What follows belongs to an exercise in optimizing a design on an open flow for small area, a short achievable clock period and few clock cycles; a production flow would make more cautious choices. In this exercise RTL edits were held to simulation tests only and were not proved equivalent to the original. Power is estimated from default activity; no workload was simulated.

[design.v]
`timescale 1ns/10ps
module  ATCONV(
	input		clk,
	input		reset,
	output	reg	busy,	
	input		ready,	
	output reg	[11:0]	iaddr,
	input signed [12:0]	idata,
	output	reg 	cwr,
	output  reg	[11:0]	caddr_wr,
	output reg 	[12:0] 	cdata_wr,
	output	reg 	crd,
	output reg	[11:0] 	caddr_rd,
	input 	[12:0] 	cdata_rd,
	output reg 	csel
	);
integer idxZero=3'b000;
parameter A=4'd0,B=4'd1,C=4'd2,D=4'd3,E=4'd4,F=4'd5,G=4'd6,H=4'd7,I=4'd8,J=4'd9;
reg [3:0] state,next_state;
reg [11:0] i,j;
reg [12:0] select[8:0];
reg [3:0] ptrSelect;
reg [11:0] nextAddr[8:0];
reg [4:0] ptrNextAddr;
reg [12:0] tmpResult;
reg [12:0] ptrLayer0;
always@(posedge clk,posedge reset)
	if(reset) state <= J;
	else state <= next_state;
always@(*)
	case(state)
		J:next_state = A;
		A:next_state = B;
		B:begin
			if(ptrSelect == 4'd8)next_state = C;
			else next_state = B;
		end
		C:next_state = D;
		D:begin
			if(ptrLayer0 == 13'd4095) next_state = E;
			else next_state = A;
		end
		E:next_state = F;
		F:begin
			if(ptrSelect == 4'd3)next_state = G;
			else next_state = F;
		end
		G:next_state = H;
		H:begin
			if(ptrLayer0 == 13'd1023) next_state = I;
			else next_state = E;
		end
		default:next_state = J;
	endcase
always @(posedge clk,posedge reset)
	if(reset)begin
		busy <= 1'b0;
		iaddr <= 12'd0;
		cwr <= 1'b0;
		caddr_wr <= 12'd0;
		cdata_wr <= 13'd0;
		crd <= 1'b0;
		caddr_rd <= 12'd0;
		csel <= 1'b0;
		i <= 12'd0;
		j <= 12'd0;
		ptrSelect <= 4'd0;
		for(idxZero=0;idxZero<9;idxZero=idxZero+1)select[idxZero] <= 13'd0;
		ptrNextAddr <= 5'd0;
		for(idxZero=0;idxZero<9;idxZero=idxZero+1)nextAddr[idxZero] <= 12'd0;
		tmpResult <= 13'd0;
		ptrLayer0 <= 13'd0;
	end
	else
		case (state)
			J:begin
				cwr <= 1'b0;
			end
            A:begin
				busy <= 1'b1;
				iaddr <= nextAddr[ptrNextAddr];
				ptrNextAddr <= ptrNextAddr + 1'b1;
				nextAddr[0] <= nextAddr[0]+1'b1;
				if(i<12'd2 & j<12'd2)begin
					nextAddr[1] <= 12'd0;
					nextAddr[2] <= j;
					nextAddr[3] <= j+12'd2;
					nextAddr[4] <= i*12'd64;
					nextAddr[5] <= nextAddr[0]+12'd2;
					nextAddr[6] <= 12'd64*i+12'd128;
					nextAddr[7] <= nextAddr[0]+12'd128;
					nextAddr[8] <= nextAddr[0]+12'd130;
				end
				else if(i<12'd2 & j>12'd61)begin
					nextAddr[1] <= j-12'd2;
					nextAddr[2] <= j;
					nextAddr[3] <= 12'd63;
					nextAddr[4] <= nextAddr[0]-12'd2;
					nextAddr[5] <= i*12'd64+12'd63;
					nextAddr[6] <= nextAddr[0]+12'd126;
					nextAddr[7] <= nextAddr[0]+12'd128;
					nextAddr[8] <= 12'd64*i+12'd191;
				end
				else if(i>12'd61 & j<12'd2)begin
					nextAddr[1] <= 12'd64*i-12'd128;
					nextAddr[2] <= nextAddr[0]-12'd128;
					nextAddr[3] <= nextAddr[0]-12'd126;
					nextAddr[4] <= 12'd64*i;
					nextAddr[5] <= nextAddr[0]+12'd2;
					nextAddr[6] <= 12'd4032;
					nextAddr[7] <= 12'd4032+j;
					nextAddr[8] <= 12'd4034+j;
				end
				else if(i>12'd61 & j>12'd61)begin
					nextAddr[1] <= nextAddr[0]-12'd130;
					nextAddr[2] <= nextAddr[0]-12'd128;
					nextAddr[3] <= 12'd64*i-12'd65;
					nextAddr[4] <= nextAddr[0]-12'd2;
					nextAddr[5] <= 12'd64*i+12'd63;
					nextAddr[6] <= 12'd4030+j;
					nextAddr[7] <= 12'd4032+j;
					nextAddr[8] <= 12'd4095;
				end
				else if(i<12'd2)begin
					nextAddr[1] <= j-12'd2;
					nextAddr[2] <= j;
					nextAddr[3] <= j+12'd2;
					nextAddr[4] <= nextAddr[0]-12'd2;
					nextAddr[5] <= nextAddr[0]+12'd2;
					nextAddr[6] <= nextAddr[0]+12'd126;
					nextAddr[7] <= nextAddr[0]+12'd128;
					nextAddr[8] <= nextAddr[0]+12'd130;
				end
				else if(i>12'd61)begin
					nextAddr[1] <= nextAddr[0]-12'd130;
					nextAddr[2] <= nextAddr[0]-12'd128;
					nextAddr[3] <= nextAddr[0]-12'd126;
					nextAddr[4] <= nextAddr[0]-12'd2;
					nextAddr[5] <= nextAddr[0]+12'd2;
					nextAddr[6] <= 12'd4030+j;
					nextAddr[7] <= 12'd4032+j;
					nextAddr[8] <= 12'd4034+j;
				end
				else if(j>12'd61)begin
					nextAddr[1] <= nextAddr[0]-12'd130;
					nextAddr[2] <= nextAddr[0]-12'd128;
					nextAddr[3] <= 12'd64*i-12'd65;
					nextAddr[4] <= nextAddr[0]-12'd2;
					nextAddr[5] <= 12'd64*i+12'd63;
					nextAddr[6] <= nextAddr[0]+12'd126;
					nextAddr[7] <= nextAddr[0]+12'd128;
					nextAddr[8] <= 12'd64*i+12'd191;
				end
				else if(j<12'd2)begin
					nextAddr[1] <= 12'd64*i-12'd128;
					nextAddr[2] <= nextAddr[0]-12'd128;
					nextAddr[3] <= nextAddr[0]-12'd126;
					nextAddr[4] <= 12'd64*i;
					nextAddr[5] <= nextAddr[0]+12'd2;
					nextAddr[6] <= 12'd64*i+12'd128;
					nextAddr[7] <= nextAddr[0]+12'd128;
					nextAddr[8] <= nextAddr[0]+12'd130;
				end
				else begin
					nextAddr[1] <= nextAddr[0]-12'd130;
					nextAddr[2] <= nextAddr[0]-12'd128;
					nextAddr[3] <= nextAddr[0]-12'd126;
					nextAddr[4] <= nextAddr[0]-12'd2;
					nextAddr[5] <= nextAddr[0]+12'd2;
					nextAddr[6] <= nextAddr[0]+12'd126;
					nextAddr[7] <= nextAddr[0]+12'd128;
					nextAddr[8] <= nextAddr[0]+12'd130;
				end
				if(j==12'd63)begin
					if(i==12'd63)begin
						i <= 12'd0;
						j <= 12'd0;
					end
					else begin
						i <= i + 1'b1;
						j <= 12'd0;
					end 
				end
				else j <= j + 1'b1;
			end
			B:begin
				iaddr <= nextAddr[ptrNextAddr];
				select[ptrSelect] <= idata;
				ptrSelect <= ptrSelect + 1'b1;
				if(ptrNextAddr == 4'd8)ptrNextAddr <= 13'd0;
				else ptrNextAddr <= ptrNextAddr + 1'b1;
			end
			C:begin
				tmpResult <= (select[0]
								-{4'b0000,select[1][12:8],4'b0000}
								-{3'b000 ,select[2][12:7],4'b0000}
								-{4'b0000,select[3][12:8],4'b0000}
								-{2'b00  ,select[4][12:6],4'b0000}
								-{2'b00  ,select[5][12:6],4'b0000}
								-{4'b0000,select[6][12:8],4'b0000}
								-{3'b000 ,select[7][12:7],4'b0000}
								-{4'b0000,select[8][12:8],4'b0000})
								-
								({9'd0,select[1][7:4]}
								+{9'd0,select[2][6:4],1'd0}
								+{9'd0,select[3][7:4]}
								+{9'd0,select[4][5:4],2'd0}
								+{9'd0,select[5][5:4],2'd0}
								+{9'd0,select[6][7:4]}
								+{9'd0,select[7][6:4],1'd0}
								+{9'd0,select[8][7:4]})
								-13'd12;
			end
			D:begin
				cwr <= 1'b1;
				caddr_wr <= ptrLayer0;
				ptrLayer0 <= ptrLayer0 + 1'b1;
				ptrNextAddr <= 13'd0;
				ptrSelect <= 13'd0;
				if(tmpResult[12] == 1'd1) cdata_wr <= 13'd0;
				else cdata_wr <= tmpResult;
				if(next_state == E)begin
					i <= 13'd0;
					j <= 13'd1;
					ptrLayer0 <= 13'd0;
				end
				else begin
					i <= i;
					j <= j;
				end
			end
			E:begin
				csel <= 1'b0;
				cwr <= 1'b0;
				crd <= 1'b1;
				caddr_rd <= nextAddr[ptrNextAddr];
				ptrNextAddr <= ptrNextAddr + 1'd1;
				nextAddr[0] <= i*13'd128+j*13'd2;
				nextAddr[1] <= nextAddr[0] + 1'd1;
				nextAddr[2] <= nextAddr[0] + 13'd64;
				nextAddr[3] <= nextAddr[0] + 13'd65;
				if(j==12'd31)begin
					if(i==12'd31)begin
						i <= 12'd0;
						j <= 12'd0;
					end
					else begin
						i <= i + 1'b1;
						j <= 12'd0;
					end 
				end
				else j <= j + 1'd1;
			end
			F:begin
				caddr_rd <= nextAddr[ptrNextAddr];
				select[ptrSelect] <= cdata_rd;
				ptrSelect <= ptrSelect + 1'b1;
				if(ptrNextAddr == 4'd3)ptrNextAddr <= 13'd0;
				else ptrNextAddr <= ptrNextAddr + 1'b1;
			end
			G:begin
				csel <= 1'b1;
				crd <= 1'b0;
				if(select[0] >= select[1])select[0] <= select[0];
				else select[0] <= select[1];
				if(select[2] >= select[3])select[2] <= select[2];
				else select[2] <= select[3];
			end
			H:begin
				cwr <= 1'b1;
				caddr_wr <= ptrLayer0;
				ptrLayer0 <= ptrLayer0 + 1'b1;
				ptrNextAddr <= 13'd0;
				ptrSelect <= 13'd0;
				if(select[0] >= select[2])begin
					if(select[0][3:0] == 4'b0)cdata_wr <= select[0];
					else cdata_wr <= {select[0][12:4] + 1'b1 , 4'b0};
				end
				else begin
					if(select[2][3:0] == 4'b0)cdata_wr <= select[2];
					else cdata_wr <= {select[2][12:4] + 1'b1 , 4'b0};
				end
			end
            default:begin
				busy <= 1'b0;
			end
        endcase
endmodule
[config.mk]
export PLATFORM = sky130hd
export DESIGN_NAME = ATCONV
export DESIGN_NICKNAME = ATCONV
export VERILOG_FILES = /design/flow/design.v
export SDC_FILE = /design/flow/constraint.sdc
export NUM_CORES = 4
export LEC_CHECK = 0
export CAP_MARGIN = 20
export CORE_MARGIN = 2
export CORE_UTILIZATION = 40
export SLEW_MARGIN = 20
[run.sh]
#!/bin/bash
# synth_recipe.tcl (not shown) runs the flow's synth.tcl, then flattens the netlist and writes it again
# the make line also repeats each setting of config.mk as NAME=value (left out here)
make -C /OpenROAD-flow-scripts/flow DESIGN_CONFIG=/design/flow/config.mk WORK_HOME=/design/flow/orfs CLKGATE_MAP_FILE= SYNTH_SCRIPT=/design/flow/synth_recipe.tcl finish
[constraint.sdc]
create_clock -name core_clock -period 6.0 [get_ports {clk}]
set_input_delay 1.2000 -clock core_clock [delete_from_list [all_inputs] [get_ports {clk}]]
set_output_delay 1.2000 -clock core_clock [all_outputs]
set_load 0.01 [all_outputs]
==> images/zoom.png <==
Window x 167 to 187, y 49 to 69 um. Cells in gray, sequential cells in the stronger gray; small squares are vias.
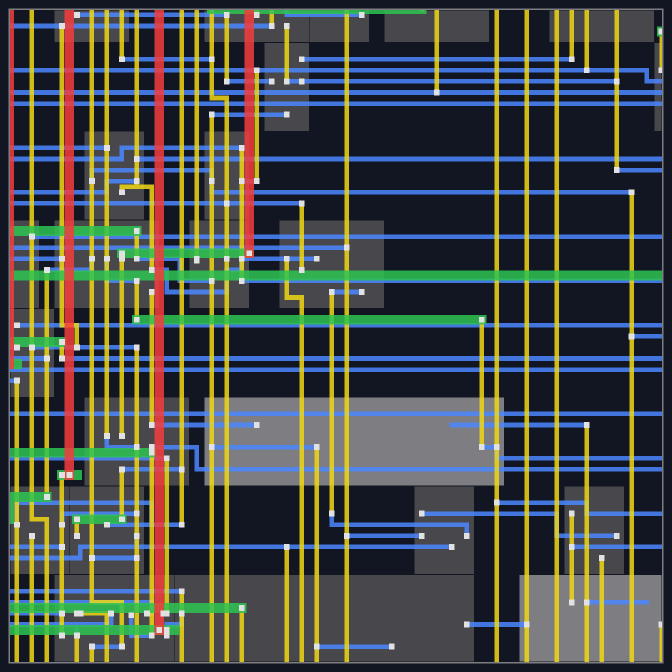
color	layer
yellow	met2
green	met3
red	met4
blue	met1
netlist names of flops here include	nextAddr (1)
sequential cells in the window	1
most frequent	nand3_1 (2), nand2_1 (2), a21oi_1 (2)
cells with their middle in the window	15

==> images/port_nets.png <==
Scale bar: 50 um.
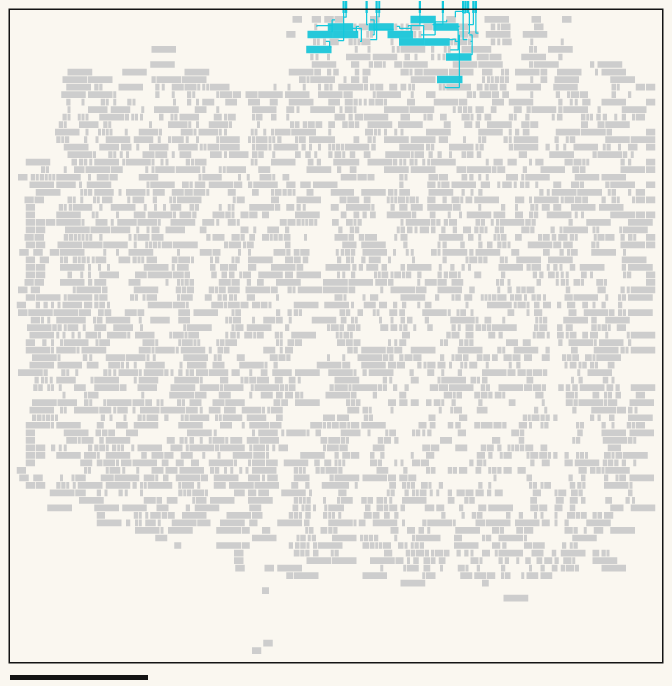
color	port	bits	direction	edge	end cells	buffers	wire
cyan	caddr_wr	12	output	top	12	12	216 um
io pins: 82
input/output buffers: 80

==> images/drive_strength.png <==
Scale bar: 50 um.
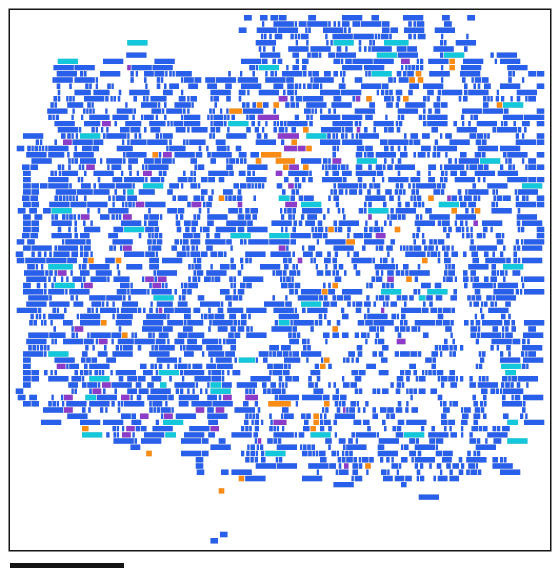
color	size	cells	most used
blue	drive 1 or less	2351	nand2_1
purple	drive 2	61	o221a_2
cyan	drive 6 and up	52	clkbuf_16
orange	drive 3 to 4	48	buf_4
Synth-to-Final Area Change: 12.56%
Non-clk bufs: 121

==> results.txt <==
* Netlist cell types at 75
* Routed WL at 68330 um
* Post-CTS sizing at 0
* Initial drt markers at 1677
* Dpl hpwl at 48570 um
* CP endpoint kind: register
* Top class by area: multi-input gates
* Min Tclk post-route at 5.730 ns
* # Post-CTS Setup Buffers at 0
* CTS buffer count at 39
* Yosys reg bits at 321
* FFs w/ async S/R, synth at 100.0%
* Setup_tns at 0 ns
* DRT Pass-1 Iters at 6
* Critical path class: reg2reg
* CP Launch Type: register
* CORE AREA at 53500 um^2
* Total clock sinks at 321
* Outcome: no timing/DRC/antenna violations
* Pin count of the biggest net entering global routing at 115
* Synthesis warning total at 3
* Sequential share of cell area at 33.17%
* Max-slew violations at 0
* Taps Inserted at 696
* Setup slack at placement at 0.3438 ns
* Design area at 24230 um^2
* CLK BUF at 57
* Arr. time, crit path at 6.12 ns
* Multi-input logic area at 12040 um^2
* Layout non-clock buf frac at 4.627%
* Worst IR Drop VDD at 0.0002737 V
Testbench counts, summed over its fixed seeds: cycles 450,584.
## cell usage after synthesis (all sizes together), types with 6 or more instances
master | number | share of area [%]
a211o | 8 | 0.33
a211oi | 15 | 0.52
a21o | 15 | 0.52
a21oi | 127 | 3.0
a221oi | 8 | 0.33
a222oi | 9 | 0.42
a22o | 14 | 0.57
a22oi | 19 | 0.66
a311oi | 7 | 0.31
a31oi | 35 | 1.0
a32oi | 6 | 0.24
and2 | 6 | 0.17
and3 | 14 | 0.41
and4 | 10 | 0.41
buf | 28 | 0.56
clkbuf | 127 | 2.2
dfrtp | 319 | 37
fa | 63 | 5.9
ha | 140 | 8.1
inv | 240 | 4.2
mux2 | 8 | 0.42
mux2i | 34 | 1.6
nand2 | 341 | 6.0
nand2b | 16 | 0.47
nand3 | 54 | 1.3
nand4 | 26 | 0.76
nor2 | 179 | 3.1
nor2b | 8 | 0.23
nor3 | 42 | 0.98
nor4 | 11 | 0.35
o211ai | 16 | 0.56
o21a | 11 | 0.38
o21ai | 241 | 5.6
o221a | 26 | 1.4
o221ai | 10 | 0.41
o22ai | 25 | 0.73
o31ai | 19 | 0.66
or3 | 9 | 0.26
or4 | 7 | 0.24
xnor2 | 91 | 3.7
xor2 | 37 | 1.5
## critical path, cell delays in order (launching register included)
cell and delay [ns]:
dfrtp_1 0.37, inv_1 0.09, fa_1 0.55, inv_1 0.06, fa_1 0.58, fa_1 0.45, fa_1 0.49, inv_1 0.05
fa_1 0.53, inv_1 0.06, fa_1 0.54, inv_1 0.05, ha_1 0.34, o21ai_0 0.09, nor2_1 0.09, o31a_1 0.31
o41ai_1 0.51, mux2i_1 0.26, o311ai_0 0.17
## worst paths after layout
path                               from       endpoint  slack [ns]  depth (start not counted)
min in group asynchronous         reset   select[6][4]        1.13                          2
max in group asynchronous         reset  select[4][12]        3.48                          3
setup / recovery           select[3][9]  tmpResult[11]        0.27                         18
hold reg to reg             caddr_wr[1]    caddr_wr[1]        0.47                          2
hold / removal              caddr_wr[1]    caddr_wr[1]        0.47                          2
setup reg to reg           select[3][9]  tmpResult[11]        0.27                         18
## power by group
group / internal, mW / leakage, nW / switching [mW] / total [mW]
clock: 1.38 / 0.617 / 0.979 / 2.36
sequential: 2.28 / 4.08 / 0.103 / 2.38
combinational: 1.17 / 6.26 / 1.52 / 2.70
## logic make-up (layout without fill, tap and decap cells)
group	count (synthesis)	count (layout)	synth area share, %
muxes	42	42	2.000
AOI/OAI and AO/OA	639	639	18.90
buffers and inverters	396	433	6.976
and+or+nand+nor	746	746	15.59
DFF	321	321	37.33
adders and majority gates	203	203	14.00
xor gates and xnor gates	128	128	5.209
## state kept, by name, indices dropped and copies added, names as in the netlist
name	flops
ptrLayer0	13
j	12
caddr_wr	12
select	97
state	4
tmpResult	13
nextAddr	108
i	12
busy	1
iaddr	12
cwr	1
csel	1
ptrNextAddr	5
crd	1
cdata_wr	13
caddr_rd	12
ptrSelect	4
## layer usage
metal / routed length [um] / vias to the layer above / share of wire [%] / track usage [%]
met1: 28340 / 8961 / 41 / 31.33
met4: 3139 / 0 / 4.6 / 10.89
met5: 0 / - / 0 / 0
met3: 4205 / 174 / 6.2 / 3.382
li1: - / 8548 / - / -
met2: 32650 / 692 / 48 / 41.94
## through the flow
stage	total power, mW	cells	hold WS [ns]
2_1_floorplan	4.356	2475	0.4384
3_3_place_gp	5.061	3137	0.4588
3_5_place_dp	5.116	3137	0.4618
4_1_cts	7.513	3208	0.4762
5_1_grt	7.986	3208	0.4945
6_report	7.439	3208	0.4747
## layout by cell type, fill, tap and decap left out, types with 11 or more instances in the layout
master             n
nand2_1          339
dfrtp_1          319
inv_1            238
o21ai_0          238
nor2_1           178
ha_1             140
a21oi_1          127
xnor2_1           91
clkdlybuf4s50_1   80
fa_1              63
nand3_1           54
nor3_1            40
buf_4             40
clkbuf_16         39
xor2_1            37
a31oi_1           35
mux2i_1           34
nand4_1           26
o221a_2           26
o22ai_1           25
a22oi_1           19
o31ai_1           18
nand2b_1          16
o211ai_1          16
a21o_1            15
a211oi_1          15
and3_1            14
a22o_1            14
o21a_1            11
clkbuf_1          11

separate check: timing with driven ports:
The results above use ideal ports. As a check the final layout listed here was re-extracted and re-timed, cells and wires unchanged. Step 1 assumes that a clkbuf_16 drives the clock port and a buf_2 every other input. Step 2 adds t to the input delays and takes it off the output delays; t is the mean of the earliest and latest rising clock arrival at the registers after step 1. Input paths then give back, and output paths get back, about the clock's delay inside the block. Slacks: ideal / step 1 / step 2; pairs: ideal / step 1.
t, ns: 0.615
setup slack, ns: 0.270 / 0.270 / 0.270
latest minus earliest clock arrival (ns): 0.020 / 0.020
After both steps setup and hold are still met in this run. The setup slack of this run moves by 0.000 ns with the drivers and by 0.000 ns with both steps.
